Source: an optimization exercise on an open RTL-to-GDS flow (aim: small area). Production flows keep margins and buffers that such runs may drop. The RTL was checked by simulation tests, not by an equivalence proof against the original design. Power is estimated from default activity; no workload was simulated.

==> images/chip.png <==
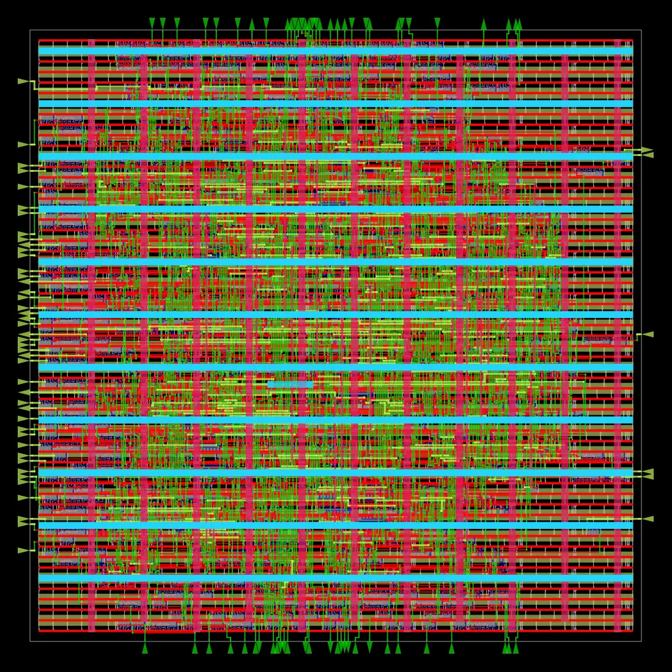
==> images/critical_path.png <==
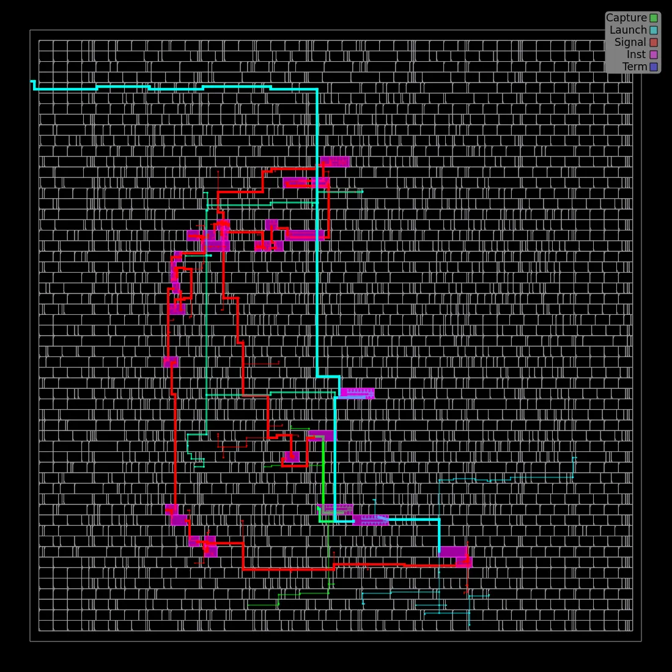
--- design/flow/run.sh ---
#!/bin/bash
# synth_recipe.tcl (not shown) runs the flow's synth.tcl, then flattens the netlist and writes it again
# the make line also repeats each setting of config.mk as NAME=value (left out here)
make -C /OpenROAD-flow-scripts/flow DESIGN_CONFIG=/design/flow/config.mk WORK_HOME=/design/flow/orfs CLKGATE_MAP_FILE= SYNTH_SCRIPT=/design/flow/synth_recipe.tcl finish
--- design/flow/config.mk ---
export PLATFORM = sky130hd
export DESIGN_NAME = alu_top
export DESIGN_NICKNAME = alu_top
export VERILOG_FILES = /design/flow/design.v
export SDC_FILE = /design/flow/constraint.sdc
export NUM_CORES = 4
export LEC_CHECK = 0
export CAP_MARGIN = 20
export CORE_MARGIN = 2
export CORE_UTILIZATION = 40
export SLEW_MARGIN = 20
--- design/flow/constraint.sdc ---
create_clock -name core_clock -period 6.5 [get_ports {clock}]
set_input_delay 1.3000 -clock core_clock [delete_from_list [all_inputs] [get_ports {clock}]]
set_output_delay 1.3000 -clock core_clock [all_outputs]
set_load 0.01 [all_outputs]
--- design/flow/design.v ---
module alu_top(clock, data_operandA, data_operandB, ctrl_ALUopcode, ctrl_shiftamt,
               data_result, isNotEqual, isLessThan, overflow);
    input clock;
    input [31:0] data_operandA, data_operandB;
    input [4:0] ctrl_ALUopcode, ctrl_shiftamt;
    output reg [31:0] data_result;
    output reg isNotEqual, isLessThan, overflow;
    reg [31:0] a_q, b_q;
    reg [4:0] op_q, sh_q;
    wire [31:0] res;
    wire ne, lt, ovf;
    alu u_alu(a_q, b_q, op_q, sh_q, res, ne, lt, ovf);
    always @(posedge clock) begin
        a_q <= data_operandA;
        b_q <= data_operandB;
        op_q <= ctrl_ALUopcode;
        sh_q <= ctrl_shiftamt;
        data_result <= res;
        isNotEqual <= ne;
        isLessThan <= lt;
        overflow <= ovf;
    end
endmodule

module alu(data_operandA, data_operandB, ctrl_ALUopcode, ctrl_shiftamt, data_result, isNotEqual, isLessThan, overflow);
   input [31:0] data_operandA, data_operandB;
   input [4:0] ctrl_ALUopcode, ctrl_shiftamt;
   output [31:0] data_result;
   output isNotEqual, isLessThan, overflow;
	wire [31:0] dataBWire, sum, andresult, orresult, sllresult, sraresult;
	wire cin, op00000, op00010, op00011, op00100, op00101, tempover, subandsame;
	and and0(op00000,~ctrl_ALUopcode[0],~ctrl_ALUopcode[1],~ctrl_ALUopcode[2],~ctrl_ALUopcode[3],~ctrl_ALUopcode[4]); 
	and and1(cin,ctrl_ALUopcode[0],~ctrl_ALUopcode[1],~ctrl_ALUopcode[2],~ctrl_ALUopcode[3],~ctrl_ALUopcode[4]);
	and and2(op00010,~ctrl_ALUopcode[0],ctrl_ALUopcode[1],~ctrl_ALUopcode[2],~ctrl_ALUopcode[3],~ctrl_ALUopcode[4]);
	and and3(op00011,ctrl_ALUopcode[0],ctrl_ALUopcode[1],~ctrl_ALUopcode[2],~ctrl_ALUopcode[3],~ctrl_ALUopcode[4]);
	and and4(op00100,~ctrl_ALUopcode[0],~ctrl_ALUopcode[1],ctrl_ALUopcode[2],~ctrl_ALUopcode[3],~ctrl_ALUopcode[4]);
	and and5(op00101,ctrl_ALUopcode[0],~ctrl_ALUopcode[1],ctrl_ALUopcode[2],~ctrl_ALUopcode[3],~ctrl_ALUopcode[4]);
	assign dataBWire = cin ? ~data_operandB: data_operandB;
	partialcarryLookAdder myadder(data_operandA, dataBWire, cin, sum, tempover);
	or or0(isNotEqual, sum[0], sum[1], sum[2], sum[3], sum[4], sum[5], sum[6], sum[7], sum[8], sum[9], sum[10], sum[11], sum[12], sum[13], sum[14], sum[15], sum[16], sum[17], sum[18], sum[19], sum[20], sum[21], sum[22], sum[23], sum[24], sum[25], sum[26], sum[27], sum[28], sum[29], sum[30], sum[31]);
	and and8(subandsame, cin, ~isNotEqual);
	wire temp, bothpos, bothposnegflag;
   and and9(bothpos, ~data_operandA[31], ~data_operandA[31]);
	and and7(bothposnegflag, bothpos, sum[31]);
	wire temp111;
	and and112(temp111, overflow, ~sum[31]);
	or or111(isLessThan, sum[31], temp111);
	wire cinnew;
	assign cinnew = subandsame ? 1'b0 : cin;
	bitAnd bitwiseAnd(andresult, data_operandA, data_operandB);
	bitOr bitwiseOr(orresult, data_operandA, data_operandB);
	sll sll1(sllresult, data_operandA, ctrl_shiftamt);
	sra sra1(sraresult, data_operandA, ctrl_shiftamt);
	wire temptempover;
	or or1(temptempover, bothposnegflag, tempover);
	and and10(overflow, temptempover, 	~subandsame);
	assign data_result = subandsame ? 32'b0: (op00000? sum: (cinnew?sum: (op00010? andresult: (op00011? orresult: (op00100? sllresult: (op00101? sraresult: sraresult))))));
endmodule
module sra(out, in, amt);
	input [31:0] in;
	input [4:0] amt;
	output [31:0] out;
	wire sigbit;
	assign sigbit = in[31];
	wire from0[31:0], from1[31:0], from2[31:0], from3[31:0];
	mux2to1 mux00(from0[0], in[0], in[1], amt[0]);
	mux2to1 mux01(from0[1], in[1], in[2], amt[0]);
	mux2to1 mux02(from0[2], in[2], in[3], amt[0]);
	mux2to1 mux03(from0[3], in[3], in[4], amt[0]);
	mux2to1 mux04(from0[4], in[4], in[5], amt[0]);
	mux2to1 mux05(from0[5], in[5], in[6], amt[0]);
	mux2to1 mux06(from0[6], in[6], in[7], amt[0]);
	mux2to1 mux07(from0[7], in[7], in[8], amt[0]);
	mux2to1 mux08(from0[8], in[8], in[9], amt[0]);
	mux2to1 mux09(from0[9], in[9], in[10], amt[0]);
	mux2to1 mux010(from0[10], in[10], in[11], amt[0]);
	mux2to1 mux011(from0[11], in[11], in[12], amt[0]);
	mux2to1 mux012(from0[12], in[12], in[13], amt[0]);
	mux2to1 mux013(from0[13], in[13], in[14], amt[0]);
	mux2to1 mux014(from0[14], in[14], in[15], amt[0]);
	mux2to1 mux015(from0[15], in[15], in[16], amt[0]);
	mux2to1 mux016(from0[16], in[16], in[17], amt[0]);
	mux2to1 mux017(from0[17], in[17], in[18], amt[0]);
	mux2to1 mux018(from0[18], in[18], in[19], amt[0]);
	mux2to1 mux019(from0[19], in[19], in[20], amt[0]);
	mux2to1 mux020(from0[20], in[20], in[21], amt[0]);
	mux2to1 mux021(from0[21], in[21], in[22], amt[0]);
	mux2to1 mux022(from0[22], in[22], in[23], amt[0]);
	mux2to1 mux023(from0[23], in[23], in[24], amt[0]);
	mux2to1 mux024(from0[24], in[24], in[25], amt[0]);
	mux2to1 mux025(from0[25], in[25], in[26], amt[0]);
	mux2to1 mux026(from0[26], in[26], in[27], amt[0]);
	mux2to1 mux027(from0[27], in[27], in[28], amt[0]);
	mux2to1 mux028(from0[28], in[28], in[29], amt[0]);
	mux2to1 mux029(from0[29], in[29], in[30], amt[0]);
	mux2to1 mux030(from0[30], in[30], in[31], amt[0]);
	mux2to1 mux031(from0[31], in[31], sigbit, amt[0]);
	mux2to1 mux10(from1[0], from0[0], from0[2], amt[1]);
	mux2to1 mux11(from1[1], from0[1], from0[3], amt[1]);
	mux2to1 mux12(from1[2], from0[2], from0[4], amt[1]);
	mux2to1 mux13(from1[3], from0[3], from0[5], amt[1]);
	mux2to1 mux14(from1[4], from0[4], from0[6], amt[1]);
	mux2to1 mux15(from1[5], from0[5], from0[7], amt[1]);
	mux2to1 mux16(from1[6], from0[6], from0[8], amt[1]);
	mux2to1 mux17(from1[7], from0[7], from0[9], amt[1]);
	mux2to1 mux18(from1[8], from0[8], from0[10], amt[1]);
	mux2to1 mux19(from1[9], from0[9], from0[11], amt[1]);
	mux2to1 mux110(from1[10], from0[10], from0[12], amt[1]);
	mux2to1 mux111(from1[11], from0[11], from0[13], amt[1]);
	mux2to1 mux112(from1[12], from0[12], from0[14], amt[1]);
	mux2to1 mux113(from1[13], from0[13], from0[15], amt[1]);
	mux2to1 mux114(from1[14], from0[14], from0[16], amt[1]);
	mux2to1 mux115(from1[15], from0[15], from0[17], amt[1]);
	mux2to1 mux116(from1[16], from0[16], from0[18], amt[1]);
	mux2to1 mux117(from1[17], from0[17], from0[19], amt[1]);
	mux2to1 mux118(from1[18], from0[18], from0[20], amt[1]);
	mux2to1 mux119(from1[19], from0[19], from0[21], amt[1]);
	mux2to1 mux120(from1[20], from0[20], from0[22], amt[1]);
	mux2to1 mux121(from1[21], from0[21], from0[23], amt[1]);
	mux2to1 mux122(from1[22], from0[22], from0[24], amt[1]);
	mux2to1 mux123(from1[23], from0[23], from0[25], amt[1]);
	mux2to1 mux124(from1[24], from0[24], from0[26], amt[1]);
	mux2to1 mux125(from1[25], from0[25], from0[27], amt[1]);
	mux2to1 mux126(from1[26], from0[26], from0[28], amt[1]);
	mux2to1 mux127(from1[27], from0[27], from0[29], amt[1]);
	mux2to1 mux128(from1[28], from0[28], from0[30], amt[1]);
	mux2to1 mux129(from1[29], from0[29], from0[31], amt[1]);
	mux2to1 mux130(from1[30], from0[30], sigbit, amt[1]);
	mux2to1 mux131(from1[31], from0[31], sigbit, amt[1]);
	mux2to1 mux20(from2[0], from1[0], from1[4], amt[2]);
	mux2to1 mux21(from2[1], from1[1], from1[5], amt[2]);
	mux2to1 mux22(from2[2], from1[2], from1[6], amt[2]);
	mux2to1 mux23(from2[3], from1[3], from1[7], amt[2]);
	mux2to1 mux24(from2[4], from1[4], from1[8], amt[2]);
	mux2to1 mux25(from2[5], from1[5], from1[9], amt[2]);
	mux2to1 mux26(from2[6], from1[6], from1[10], amt[2]);
	mux2to1 mux27(from2[7], from1[7], from1[11], amt[2]);
	mux2to1 mux28(from2[8], from1[8], from1[12], amt[2]);
	mux2to1 mux29(from2[9], from1[9], from1[13], amt[2]);
	mux2to1 mux210(from2[10], from1[10], from1[14], amt[2]);
	mux2to1 mux211(from2[11], from1[11], from1[15], amt[2]);
	mux2to1 mux212(from2[12], from1[12], from1[16], amt[2]);
	mux2to1 mux213(from2[13], from1[13], from1[17], amt[2]);
	mux2to1 mux214(from2[14], from1[14], from1[18], amt[2]);
	mux2to1 mux215(from2[15], from1[15], from1[19], amt[2]);
	mux2to1 mux216(from2[16], from1[16], from1[20], amt[2]);
	mux2to1 mux217(from2[17], from1[17], from1[21], amt[2]);
	mux2to1 mux218(from2[18], from1[18], from1[22], amt[2]);
	mux2to1 mux219(from2[19], from1[19], from1[23], amt[2]);
	mux2to1 mux220(from2[20], from1[20], from1[24], amt[2]);
	mux2to1 mux221(from2[21], from1[21], from1[25], amt[2]);
	mux2to1 mux222(from2[22], from1[22], from1[26], amt[2]);
	mux2to1 mux223(from2[23], from1[23], from1[27], amt[2]);
	mux2to1 mux224(from2[24], from1[24], from1[28], amt[2]);
	mux2to1 mux225(from2[25], from1[25], from1[29], amt[2]);
	mux2to1 mux226(from2[26], from1[26], from1[30], amt[2]);
	mux2to1 mux227(from2[27], from1[27], from1[31], amt[2]);
	mux2to1 mux228(from2[28], from1[28], sigbit, amt[2]);
	mux2to1 mux229(from2[29], from1[29], sigbit, amt[2]);
	mux2to1 mux230(from2[30], from1[30], sigbit, amt[2]);
	mux2to1 mux231(from2[31], from1[31], sigbit, amt[2]);
	mux2to1 mux30(from3[0], from2[0], from2[8], amt[3]);
	mux2to1 mux31(from3[1], from2[1], from2[9], amt[3]);
	mux2to1 mux32(from3[2], from2[2], from2[10], amt[3]);
	mux2to1 mux33(from3[3], from2[3], from2[11], amt[3]);
	mux2to1 mux34(from3[4], from2[4], from2[12], amt[3]);
	mux2to1 mux35(from3[5], from2[5], from2[13], amt[3]);
	mux2to1 mux36(from3[6], from2[6], from2[14], amt[3]);
	mux2to1 mux37(from3[7], from2[7], from2[15], amt[3]);
	mux2to1 mux38(from3[8], from2[8], from2[16], amt[3]);
	mux2to1 mux39(from3[9], from2[9], from2[17], amt[3]);
	mux2to1 mux310(from3[10], from2[10], from2[18], amt[3]);
	mux2to1 mux311(from3[11], from2[11], from2[19], amt[3]);
	mux2to1 mux312(from3[12], from2[12], from2[20], amt[3]);
	mux2to1 mux313(from3[13], from2[13], from2[21], amt[3]);
	mux2to1 mux314(from3[14], from2[14], from2[22], amt[3]);
	mux2to1 mux315(from3[15], from2[15], from2[23], amt[3]);
	mux2to1 mux316(from3[16], from2[16], from2[24], amt[3]);
	mux2to1 mux317(from3[17], from2[17], from2[25], amt[3]);
	mux2to1 mux318(from3[18], from2[18], from2[26], amt[3]);
	mux2to1 mux319(from3[19], from2[19], from2[27], amt[3]);
	mux2to1 mux320(from3[20], from2[20], from2[28], amt[3]);
	mux2to1 mux321(from3[21], from2[21], from2[29], amt[3]);
	mux2to1 mux322(from3[22], from2[22], from2[30], amt[3]);
	mux2to1 mux323(from3[23], from2[23], from2[31], amt[3]);
	mux2to1 mux324(from3[24], from2[24], sigbit, amt[3]);
	mux2to1 mux325(from3[25], from2[25], sigbit, amt[3]);
	mux2to1 mux326(from3[26], from2[26], sigbit, amt[3]);
	mux2to1 mux327(from3[27], from2[27], sigbit, amt[3]);
	mux2to1 mux328(from3[28], from2[28], sigbit, amt[3]);
	mux2to1 mux329(from3[29], from2[29], sigbit, amt[3]);
	mux2to1 mux330(from3[30], from2[30], sigbit, amt[3]);
	mux2to1 mux331(from3[31], from2[31], sigbit, amt[3]);
	mux2to1 mux40(out[0], from3[0], from3[16], amt[4]);
	mux2to1 mux41(out[1], from3[1], from3[17], amt[4]);
	mux2to1 mux42(out[2], from3[2], from3[18], amt[4]);
	mux2to1 mux43(out[3], from3[3], from3[19], amt[4]);
	mux2to1 mux44(out[4], from3[4], from3[20], amt[4]);
	mux2to1 mux45(out[5], from3[5], from3[21], amt[4]);
	mux2to1 mux46(out[6], from3[6], from3[22], amt[4]);
	mux2to1 mux47(out[7], from3[7], from3[23], amt[4]);
	mux2to1 mux48(out[8], from3[8], from3[24], amt[4]);
	mux2to1 mux49(out[9], from3[9], from3[25], amt[4]);
	mux2to1 mux410(out[10], from3[10], from3[26], amt[4]);
	mux2to1 mux411(out[11], from3[11], from3[27], amt[4]);
	mux2to1 mux412(out[12], from3[12], from3[28], amt[4]);
	mux2to1 mux413(out[13], from3[13], from3[29], amt[4]);
	mux2to1 mux414(out[14], from3[14], from3[30], amt[4]);
	mux2to1 mux415(out[15], from3[15], from3[31], amt[4]);
	mux2to1 mux416(out[16], from3[16], sigbit, amt[4]);
	mux2to1 mux417(out[17], from3[17], sigbit, amt[4]);
	mux2to1 mux418(out[18], from3[18], sigbit, amt[4]);
	mux2to1 mux419(out[19], from3[19], sigbit, amt[4]);
	mux2to1 mux420(out[20], from3[20], sigbit, amt[4]);
	mux2to1 mux421(out[21], from3[21], sigbit, amt[4]);
	mux2to1 mux422(out[22], from3[22], sigbit, amt[4]);
	mux2to1 mux423(out[23], from3[23], sigbit, amt[4]);
	mux2to1 mux424(out[24], from3[24], sigbit, amt[4]);
	mux2to1 mux425(out[25], from3[25], sigbit, amt[4]);
	mux2to1 mux426(out[26], from3[26], sigbit, amt[4]);
	mux2to1 mux427(out[27], from3[27], sigbit, amt[4]);
	mux2to1 mux428(out[28], from3[28], sigbit, amt[4]);
	mux2to1 mux429(out[29], from3[29], sigbit, amt[4]);
	mux2to1 mux430(out[30], from3[30], sigbit, amt[4]);
	mux2to1 mux431(out[31], from3[31], sigbit, amt[4]);
endmodule
module sll(out, in, amt);
	input[31:0] in;
	input[4:0] amt;
	output[31:0] out;
	wire zero;
	assign zero = 0;
	wire from0[31:0], from1[31:0], from2[31:0], from3[31:0];
	mux2to1 mux00(from0[0], in[0], zero, amt[0]);
	mux2to1 mux01(from0[1], in[1], in[0], amt[0]);
	mux2to1 mux02(from0[2], in[2], in[1], amt[0]);
	mux2to1 mux03(from0[3], in[3], in[2], amt[0]);
	mux2to1 mux04(from0[4], in[4], in[3], amt[0]);
	mux2to1 mux05(from0[5], in[5], in[4], amt[0]);
	mux2to1 mux06(from0[6], in[6], in[5], amt[0]);
	mux2to1 mux07(from0[7], in[7], in[6], amt[0]);
	mux2to1 mux08(from0[8], in[8], in[7], amt[0]);
	mux2to1 mux09(from0[9], in[9], in[8], amt[0]);
	mux2to1 mux010(from0[10], in[10], in[9], amt[0]);
	mux2to1 mux011(from0[11], in[11], in[10], amt[0]);
	mux2to1 mux012(from0[12], in[12], in[11], amt[0]);
	mux2to1 mux013(from0[13], in[13], in[12], amt[0]);
	mux2to1 mux014(from0[14], in[14], in[13], amt[0]);
	mux2to1 mux015(from0[15], in[15], in[14], amt[0]);
	mux2to1 mux016(from0[16], in[16], in[15], amt[0]);
	mux2to1 mux017(from0[17], in[17], in[16], amt[0]);
	mux2to1 mux018(from0[18], in[18], in[17], amt[0]);
	mux2to1 mux019(from0[19], in[19], in[18], amt[0]);
	mux2to1 mux020(from0[20], in[20], in[19], amt[0]);
	mux2to1 mux021(from0[21], in[21], in[20], amt[0]);
	mux2to1 mux022(from0[22], in[22], in[21], amt[0]);
	mux2to1 mux023(from0[23], in[23], in[22], amt[0]);
	mux2to1 mux024(from0[24], in[24], in[23], amt[0]);
	mux2to1 mux025(from0[25], in[25], in[24], amt[0]);
	mux2to1 mux026(from0[26], in[26], in[25], amt[0]);
	mux2to1 mux027(from0[27], in[27], in[26], amt[0]);
	mux2to1 mux028(from0[28], in[28], in[27], amt[0]);
	mux2to1 mux029(from0[29], in[29], in[28], amt[0]);
	mux2to1 mux030(from0[30], in[30], in[29], amt[0]);
	mux2to1 mux031(from0[31], in[31], in[30], amt[0]);
	mux2to1 mux10(from1[0], from0[0], zero, amt[1]);
	mux2to1 mux11(from1[1], from0[1], zero, amt[1]);
	mux2to1 mux12(from1[2], from0[2], from0[0], amt[1]);
	mux2to1 mux13(from1[3], from0[3], from0[1], amt[1]);
	mux2to1 mux14(from1[4], from0[4], from0[2], amt[1]);
	mux2to1 mux15(from1[5], from0[5], from0[3], amt[1]);
	mux2to1 mux16(from1[6], from0[6], from0[4], amt[1]);
	mux2to1 mux17(from1[7], from0[7], from0[5], amt[1]);
	mux2to1 mux18(from1[8], from0[8], from0[6], amt[1]);
	mux2to1 mux19(from1[9], from0[9], from0[7], amt[1]);
	mux2to1 mux110(from1[10], from0[10], from0[8], amt[1]);
	mux2to1 mux111(from1[11], from0[11], from0[9], amt[1]);
	mux2to1 mux112(from1[12], from0[12], from0[10], amt[1]);
	mux2to1 mux113(from1[13], from0[13], from0[11], amt[1]);
	mux2to1 mux114(from1[14], from0[14], from0[12], amt[1]);
	mux2to1 mux115(from1[15], from0[15], from0[13], amt[1]);
	mux2to1 mux116(from1[16], from0[16], from0[14], amt[1]);
	mux2to1 mux117(from1[17], from0[17], from0[15], amt[1]);
	mux2to1 mux118(from1[18], from0[18], from0[16], amt[1]);
	mux2to1 mux119(from1[19], from0[19], from0[17], amt[1]);
	mux2to1 mux120(from1[20], from0[20], from0[18], amt[1]);
	mux2to1 mux121(from1[21], from0[21], from0[19], amt[1]);
	mux2to1 mux122(from1[22], from0[22], from0[20], amt[1]);
	mux2to1 mux123(from1[23], from0[23], from0[21], amt[1]);
	mux2to1 mux124(from1[24], from0[24], from0[22], amt[1]);
	mux2to1 mux125(from1[25], from0[25], from0[23], amt[1]);
	mux2to1 mux126(from1[26], from0[26], from0[24], amt[1]);
	mux2to1 mux127(from1[27], from0[27], from0[25], amt[1]);
	mux2to1 mux128(from1[28], from0[28], from0[26], amt[1]);
	mux2to1 mux129(from1[29], from0[29], from0[27], amt[1]);
	mux2to1 mux130(from1[30], from0[30], from0[28], amt[1]);
	mux2to1 mux131(from1[31], from0[31], from0[29], amt[1]);
	mux2to1 mux20(from2[0], from1[0], zero, amt[2]);
	mux2to1 mux21(from2[1], from1[1], zero, amt[2]);
	mux2to1 mux22(from2[2], from1[2], zero, amt[2]);
	mux2to1 mux23(from2[3], from1[3], zero, amt[2]);
	mux2to1 mux24(from2[4], from1[4], from1[0], amt[2]);
	mux2to1 mux25(from2[5], from1[5], from1[1], amt[2]);
	mux2to1 mux26(from2[6], from1[6], from1[2], amt[2]);
	mux2to1 mux27(from2[7], from1[7], from1[3], amt[2]);
	mux2to1 mux28(from2[8], from1[8], from1[4], amt[2]);
	mux2to1 mux29(from2[9], from1[9], from1[5], amt[2]);
	mux2to1 mux210(from2[10], from1[10], from1[6], amt[2]);
	mux2to1 mux211(from2[11], from1[11], from1[7], amt[2]);
	mux2to1 mux212(from2[12], from1[12], from1[8], amt[2]);
	mux2to1 mux213(from2[13], from1[13], from1[9], amt[2]);
	mux2to1 mux214(from2[14], from1[14], from1[10], amt[2]);
	mux2to1 mux215(from2[15], from1[15], from1[11], amt[2]);
	mux2to1 mux216(from2[16], from1[16], from1[12], amt[2]);
	mux2to1 mux217(from2[17], from1[17], from1[13], amt[2]);
	mux2to1 mux218(from2[18], from1[18], from1[14], amt[2]);
	mux2to1 mux219(from2[19], from1[19], from1[15], amt[2]);
	mux2to1 mux220(from2[20], from1[20], from1[16], amt[2]);
	mux2to1 mux221(from2[21], from1[21], from1[17], amt[2]);
	mux2to1 mux222(from2[22], from1[22], from1[18], amt[2]);
	mux2to1 mux223(from2[23], from1[23], from1[19], amt[2]);
	mux2to1 mux224(from2[24], from1[24], from1[20], amt[2]);
	mux2to1 mux225(from2[25], from1[25], from1[21], amt[2]);
	mux2to1 mux226(from2[26], from1[26], from1[22], amt[2]);
	mux2to1 mux227(from2[27], from1[27], from1[23], amt[2]);
	mux2to1 mux228(from2[28], from1[28], from1[24], amt[2]);
	mux2to1 mux229(from2[29], from1[29], from1[25], amt[2]);
	mux2to1 mux230(from2[30], from1[30], from1[26], amt[2]);
	mux2to1 mux231(from2[31], from1[31], from1[27], amt[2]);
	mux2to1 mux30(from3[0], from2[0], zero, amt[3]);
	mux2to1 mux31(from3[1], from2[1], zero, amt[3]);
	mux2to1 mux32(from3[2], from2[2], zero, amt[3]);
	mux2to1 mux33(from3[3], from2[3], zero, amt[3]);
	mux2to1 mux34(from3[4], from2[4], zero, amt[3]);
	mux2to1 mux35(from3[5], from2[5], zero, amt[3]);
	mux2to1 mux36(from3[6], from2[6], zero, amt[3]);
	mux2to1 mux37(from3[7], from2[7], zero, amt[3]);
	mux2to1 mux38(from3[8], from2[8], from2[0], amt[3]);
	mux2to1 mux39(from3[9], from2[9], from2[1], amt[3]);
	mux2to1 mux310(from3[10], from2[10], from2[2], amt[3]);
	mux2to1 mux311(from3[11], from2[11], from2[3], amt[3]);
	mux2to1 mux312(from3[12], from2[12], from2[4], amt[3]);
	mux2to1 mux313(from3[13], from2[13], from2[5], amt[3]);
	mux2to1 mux314(from3[14], from2[14], from2[6], amt[3]);
	mux2to1 mux315(from3[15], from2[15], from2[7], amt[3]);
	mux2to1 mux316(from3[16], from2[16], from2[8], amt[3]);
	mux2to1 mux317(from3[17], from2[17], from2[9], amt[3]);
	mux2to1 mux318(from3[18], from2[18], from2[10], amt[3]);
	mux2to1 mux319(from3[19], from2[19], from2[11], amt[3]);
	mux2to1 mux320(from3[20], from2[20], from2[12], amt[3]);
	mux2to1 mux321(from3[21], from2[21], from2[13], amt[3]);
	mux2to1 mux322(from3[22], from2[22], from2[14], amt[3]);
	mux2to1 mux323(from3[23], from2[23], from2[15], amt[3]);
	mux2to1 mux324(from3[24], from2[24], from2[16], amt[3]);
	mux2to1 mux325(from3[25], from2[25], from2[17], amt[3]);
	mux2to1 mux326(from3[26], from2[26], from2[18], amt[3]);
	mux2to1 mux327(from3[27], from2[27], from2[19], amt[3]);
	mux2to1 mux328(from3[28], from2[28], from2[20], amt[3]);
	mux2to1 mux329(from3[29], from2[29], from2[21], amt[3]);
	mux2to1 mux330(from3[30], from2[30], from2[22], amt[3]);
	mux2to1 mux331(from3[31], from2[31], from2[23], amt[3]);
	mux2to1 mux40(out[0], from3[0], zero, amt[4]);
	mux2to1 mux41(out[1], from3[1], zero, amt[4]);
	mux2to1 mux42(out[2], from3[2], zero, amt[4]);
	mux2to1 mux43(out[3], from3[3], zero, amt[4]);
	mux2to1 mux44(out[4], from3[4], zero, amt[4]);
	mux2to1 mux45(out[5], from3[5], zero, amt[4]);
	mux2to1 mux46(out[6], from3[6], zero, amt[4]);
	mux2to1 mux47(out[7], from3[7], zero, amt[4]);
	mux2to1 mux48(out[8], from3[8], zero, amt[4]);
	mux2to1 mux49(out[9], from3[9], zero, amt[4]);
	mux2to1 mux410(out[10], from3[10], zero, amt[4]);
	mux2to1 mux411(out[11], from3[11], zero, amt[4]);
	mux2to1 mux412(out[12], from3[12], zero, amt[4]);
	mux2to1 mux413(out[13], from3[13], zero, amt[4]);
	mux2to1 mux414(out[14], from3[14], zero, amt[4]);
	mux2to1 mux415(out[15], from3[15], zero, amt[4]);
	mux2to1 mux416(out[16], from3[16], from3[0], amt[4]);
	mux2to1 mux417(out[17], from3[17], from3[1], amt[4]);
	mux2to1 mux418(out[18], from3[18], from3[2], amt[4]);
	mux2to1 mux419(out[19], from3[19], from3[3], amt[4]);
	mux2to1 mux420(out[20], from3[20], from3[4], amt[4]);
	mux2to1 mux421(out[21], from3[21], from3[5], amt[4]);
	mux2to1 mux422(out[22], from3[22], from3[6], amt[4]);
	mux2to1 mux423(out[23], from3[23], from3[7], amt[4]);
	mux2to1 mux424(out[24], from3[24], from3[8], amt[4]);
	mux2to1 mux425(out[25], from3[25], from3[9], amt[4]);
	mux2to1 mux426(out[26], from3[26], from3[10], amt[4]);
	mux2to1 mux427(out[27], from3[27], from3[11], amt[4]);
	mux2to1 mux428(out[28], from3[28], from3[12], amt[4]);
	mux2to1 mux429(out[29], from3[29], from3[13], amt[4]);
	mux2to1 mux430(out[30], from3[30], from3[14], amt[4]);
	mux2to1 mux431(out[31], from3[31], from3[15], amt[4]);
endmodule
module mux2to1(out, in1, in2, sel);
	input in1, in2, sel;
	output out;
	assign out = sel? in2: in1;
endmodule
module bitOr(out, in1, in2);
	input[31:0] in1, in2;
	output[31:0] out;
	or or0(out[0], in1[0], in2[0]);
	or or1(out[1], in1[1], in2[1]);
	or or2(out[2], in1[2], in2[2]);
	or or3(out[3], in1[3], in2[3]);
	or or4(out[4], in1[4], in2[4]);
	or or5(out[5], in1[5], in2[5]);
	or or6(out[6], in1[6], in2[6]);
	or or7(out[7], in1[7], in2[7]);
	or or8(out[8], in1[8], in2[8]);
	or or9(out[9], in1[9], in2[9]);
	or or10(out[10], in1[10], in2[10]);
	or or11(out[11], in1[11], in2[11]);
	or or12(out[12], in1[12], in2[12]);
	or or13(out[13], in1[13], in2[13]);
	or or14(out[14], in1[14], in2[14]);
	or or15(out[15], in1[15], in2[15]);
	or or16(out[16], in1[16], in2[16]);
	or or17(out[17], in1[17], in2[17]);
	or or18(out[18], in1[18], in2[18]);
	or or19(out[19], in1[19], in2[19]);
	or or20(out[20], in1[20], in2[20]);
	or or21(out[21], in1[21], in2[21]);
	or or22(out[22], in1[22], in2[22]);
	or or23(out[23], in1[23], in2[23]);
	or or24(out[24], in1[24], in2[24]);
	or or25(out[25], in1[25], in2[25]);
	or or26(out[26], in1[26], in2[26]);
	or or27(out[27], in1[27], in2[27]);
	or or28(out[28], in1[28], in2[28]);
	or or29(out[29], in1[29], in2[29]);
	or or30(out[30], in1[30], in2[30]);
	or or31(out[31], in1[31], in2[31]);
endmodule
module bitAnd(out, in1, in2);
	input[31:0] in1, in2;
	output[31:0] out;
	and and0(out[0], in1[0], in2[0]);
	and and1(out[1], in1[1], in2[1]);
	and and2(out[2], in1[2], in2[2]);
	and and3(out[3], in1[3], in2[3]);
	and and4(out[4], in1[4], in2[4]);
	and and5(out[5], in1[5], in2[5]);
	and and6(out[6], in1[6], in2[6]);
	and and7(out[7], in1[7], in2[7]);
	and and8(out[8], in1[8], in2[8]);
	and and9(out[9], in1[9], in2[9]);
	and and10(out[10], in1[10], in2[10]);
	and and11(out[11], in1[11], in2[11]);
	and and12(out[12], in1[12], in2[12]);
	and and13(out[13], in1[13], in2[13]);
	and and14(out[14], in1[14], in2[14]);
	and and15(out[15], in1[15], in2[15]);
	and and16(out[16], in1[16], in2[16]);
	and and17(out[17], in1[17], in2[17]);
	and and18(out[18], in1[18], in2[18]);
	and and19(out[19], in1[19], in2[19]);
	and and20(out[20], in1[20], in2[20]);
	and and21(out[21], in1[21], in2[21]);
	and and22(out[22], in1[22], in2[22]);
	and and23(out[23], in1[23], in2[23]);
	and and24(out[24], in1[24], in2[24]);
	and and25(out[25], in1[25], in2[25]);
	and and26(out[26], in1[26], in2[26]);
	and and27(out[27], in1[27], in2[27]);
	and and28(out[28], in1[28], in2[28]);
	and and29(out[29], in1[29], in2[29]);
	and and30(out[30], in1[30], in2[30]);
	and and31(out[31], in1[31], in2[31]);
endmodule
module partialcarryLookAdder(in1, in2, cin, sum, cout);
    input [31:0] in1, in2;
    input cin;
    output [31:0] sum;
    output cout;
	 wire c1, c2, c3, c4, c5, c6, c7;
	 cla4 cla03(in1[3:0], in2[3:0], cin, sum[3:0], c1);
	 cla4 cla47(in1[7:4], in2[7:4], c1, sum[7:4], c2);
	 cla4 cla811(in1[11:8], in2[11:8], c2, sum[11:8], c3);
	 cla4 cla1215(in1[15:12], in2[15:12], c3, sum[15:12], c4);
	 cla4 cla1619(in1[19:16], in2[19:16], c4, sum[19:16], c5);
	 cla4 cla2023(in1[23:20], in2[23:20], c5, sum[23:20], c6);
	 cla4 cla2427(in1[27:24], in2[27:24], c6, sum[27:24], c7);
	 cla4 cla2831(in1[31:28], in2[31:28], c7, sum[31:28], cout);
endmodule
module cla4(in1, in2, cin, sum, cout);
	input[3:0] in1, in2;
	input cin;
	output cout;
	output[3:0] sum;
	wire gminus1, g0, p0, g1, p1, g2, p2, g3, p3, c1, c2, c3;
	assign gminus1 = cin;
	carryLookCell myclc0(in1[0], in2[0], cin, g0, p0, sum[0]);
	wire temp1;
	and and1(temp1, gminus1, p0);
	or or1(c1, temp1, g0);
	carryLookCell myclc1(in1[1], in2[1], c1, g1, p1, sum[1]);
	wire temp2, temp3;
	and and2(temp2, gminus1, p0, p1);
	and and3(temp3, g0, p1);
	or or2(c2, temp2, temp3, g1);
	carryLookCell myclc2(in1[2], in2[2], c2, g2, p2, sum[2]);
	wire temp4, temp5, temp6;
	and and4(temp4, gminus1, p0, p1, p2);
	and and5(temp5, g0, p1, p2);
	and and6(temp6, g1, p2);
	or or3(c3, temp4, temp5, temp6, g2);
	carryLookCell myclc3(in1[3], in2[3], c3, g3, p3, sum[3]);
	wire temp7, temp8, temp9, temp10;
	and and7(temp7, gminus1, p0, p1, p2, p3);
	and and8(temp8, g0, p1, p2, p3);
	and and9(temp9, g1, p2, p3);
	and and10(temp10, g2, p3);
	or or4(cout, temp7, temp8, temp9, temp10, g3);
endmodule
module carryLookCell(in1, in2, cin, gout, pout, sout);
    input in1, in2, cin;
    output gout, pout, sout;
    wire temp;
    and myand(gout, in1, in2);
    or myor(pout, in1, in2);
	 xor myxor(sout, cin, in1, in2);
endmodule
==> run notes <==
run status=timing/DRC/antenna clean; final setup violation count=0; register area share after synthesis=23.1%; largest cells by area after synthesis=dfxtp_1, mux2i_1, xnor2_1; port buffer count=109; Worst Path Required=6.80 ns; Sink Count=109; fill cell count=roughly 2300; Placed Cells=between 1500 and 2000; DRC viols=0; vias in the first global route=~8400; HPWL Detailed=approximately 25000 um; power share of the clock group=between 20% and 30%; count of pins over their slew limit=0; Synth Area per Inst=a little under 8 um2; commonest non-fill, non-tap cells in the layout=nand2_1, o21ai_0, clkdlybuf4s50_1; Logic pwr share=approximately 36%; antenna violations before repair=2; HP Class=reg2reg; Area after DPL=around 11000 um2; Die Width=158 um; RSZ-0062 raised after global routing=no; share of cells above drive strength 1=roughly 8.0%; first-pass GRT wire length=50100 um; critical path's top delay family=compound AO/OA/AOI/OAI gates; skew final=roughly 0.014 ns; ANT nets after route=0; CTS tree=yes; Synth top area share=~23%; Initial DRT Pass Iterations=6; Post-synth EDFFs=0; cell accounting for the most synthesized area=dfxtp_1; post-synth net total=1308; Yosys cell types=80; Remaining Overflow, GRT=0; register share of total power=between 30% and 40%; worst vdd rail ir drop=between 0.1 and 0.15 mV; largest net degree at the start of global routing=67; Worst-path clk slew=about 0.080 ns; Crit. End Element=flip-flop; mux share of post-synthesis cell area=14.6%; Starting DRT DRC Count=~980; Slew HR=30.0%; Tot GR Track Use=a little over a quarter; post-synthesis async set-or-reset flop share=0%; Mapped Area=9450 um2; Max-cap violations=0; power per cell area=roughly 200 nW/um2; xor/xnor share of the synthesized area=roughly 8.3%
Notes on chip.png above:
final cell count without fillers: 1569
post-route cell area: 11000 um2
die area: 24900 um2
drt total wl: 32900 um
DIE HEIGHT: 158 um

Notes on critical_path.png above:
total negative slack: 0 ns
crit path time final: 6.12 ns
worst setup margin: 0.377 ns
post-layout utilization of the core: 47.3%

## worst min-delay path: stages, from the launching register on
cell and delay [ns]:
dfxtp_1 0.42, or4_4 0.23, a21oi_1 0.08
## synth_stat cells, types with 7 or more instances
cell type / count
o31ai_1: 7
nand2_1: 112
o211ai_1: 27
buf_1: 33
inv_1: 29
nand2b_1: 17
mux4_2: 15
a211oi_1: 31
fa_1: 7
a21oi_1: 90
a22oi_1: 8
xor2_1: 15
nor3_1: 32
xnor2_1: 72
dfxtp_1: 109
nand3_1: 20
mux2i_1: 97
o21ai_0: 112
nor2_1: 97
clkbuf_1: 92
o211a_1: 17
maj3_1: 21
o221ai_1: 14
o21a_1: 9
## logic make-up after synthesis
family / after synthesis
compound gates: 388
xor+xnor: 88
mux: 118
buf+inv: 163
fa+ha+maj: 30
simple gates: 328
flops: 109
## path summary, 6_finish.rpt
path	from	to	slack (ns)	cells after the start
worst max-delay path	op_q[2]	data_result[1]	0.38	27
worst min-delay path	op_q[4]	data_result[0]	0.77	2
worst max register to register	op_q[2]	data_result[1]	0.38	27
worst min register to register	op_q[4]	data_result[0]	0.77	2
## routing by layer
metal / global-route usage, % / vias to the layer above / share of wire (%)
met5: 0 / - / 0.030
met4: 7.71 / 2 / 2.3
met3: 4.46 / 43 / 8.3
met2: 40.8 / 445 / 45
met1: 37.9 / 4457 / 45
li1: - / 4479 / -
## state kept, by name, indices dropped and copies added (netlist names)
register,cells
sh_q,5
op_q,5
isNotEqual,1
a_q,32
data_result,32
b_q,32
isLessThan,1
overflow,1
## metrics by stage
stage	utilization (%)	power (W)
2_1_floorplan	-	0.00131
3_3_place_gp	45.7	0.00160
3_5_place_dp	45.7	0.00160
4_1_cts	47.1	0.00219
5_1_grt	47.3	0.00230
6_report	47.3	0.00219
## cell type report
class | instances | area (um2) | share of cell area (%)
diodes | 1 | 2.50 | 0.0227
clock buffers | 9 | 225 | 2.04
clock inverters | 6 | 81.3 | 0.736
inverters | 32 | 120 | 1.09
multi-input cells | 952 | 6690 | 60.5
flip-flops and latches | 109 | 2190 | 19.8
well taps | 319 | 399 | 3.61
repair buffers | 141 | 1340 | 12.2
## power groups by stage
stage               Combinational, W  Clock [W]  Sequential, W
CTS                         0.000775   0.000597       0.000814
finish                      0.000792   0.000584       0.000816
global route                0.000853   0.000626       0.000824
global placement            0.000767          0       0.000829
floorplan                   0.000529          0       0.000779
detailed placement          0.000771          0       0.000829
## repair_timing
| item | CTS | global route |
|---|---|---|
| resized for setup | 0 | 7 |
| buffers inserted | 1 | 5 |
| pin swaps | 1 | 3 |
| endpoints found under the setup margin | 10 | 20 |

## separate check: timing with driven ports
In the flow no input, the clock included, has a driving cell. The finished layout below was timed again as built, in two steps.
Step 1: set_driving_cell puts a clkbuf_16 on clock and a buf_2 on each other input, an assumption about the parent block.
Step 2 moves the port delays by t, midway between the first and last clock arrival at a register: inputs arrive t later, outputs are due t later. That takes back most of the time a late clock gives input paths.
a / b / c = ideal ports / drivers / drivers and shift; a / b = the first two.
t, ns: 0.408
slack for setup (ns): 0.377 / 0.377 / 0.377
hold slack, ns: 0.766 / 0.766 / 0.766
After both steps setup and hold are still met in this run. For this run, drivers alone change the setup slack by 0.000 ns; drivers and shift together by 0.000 ns.
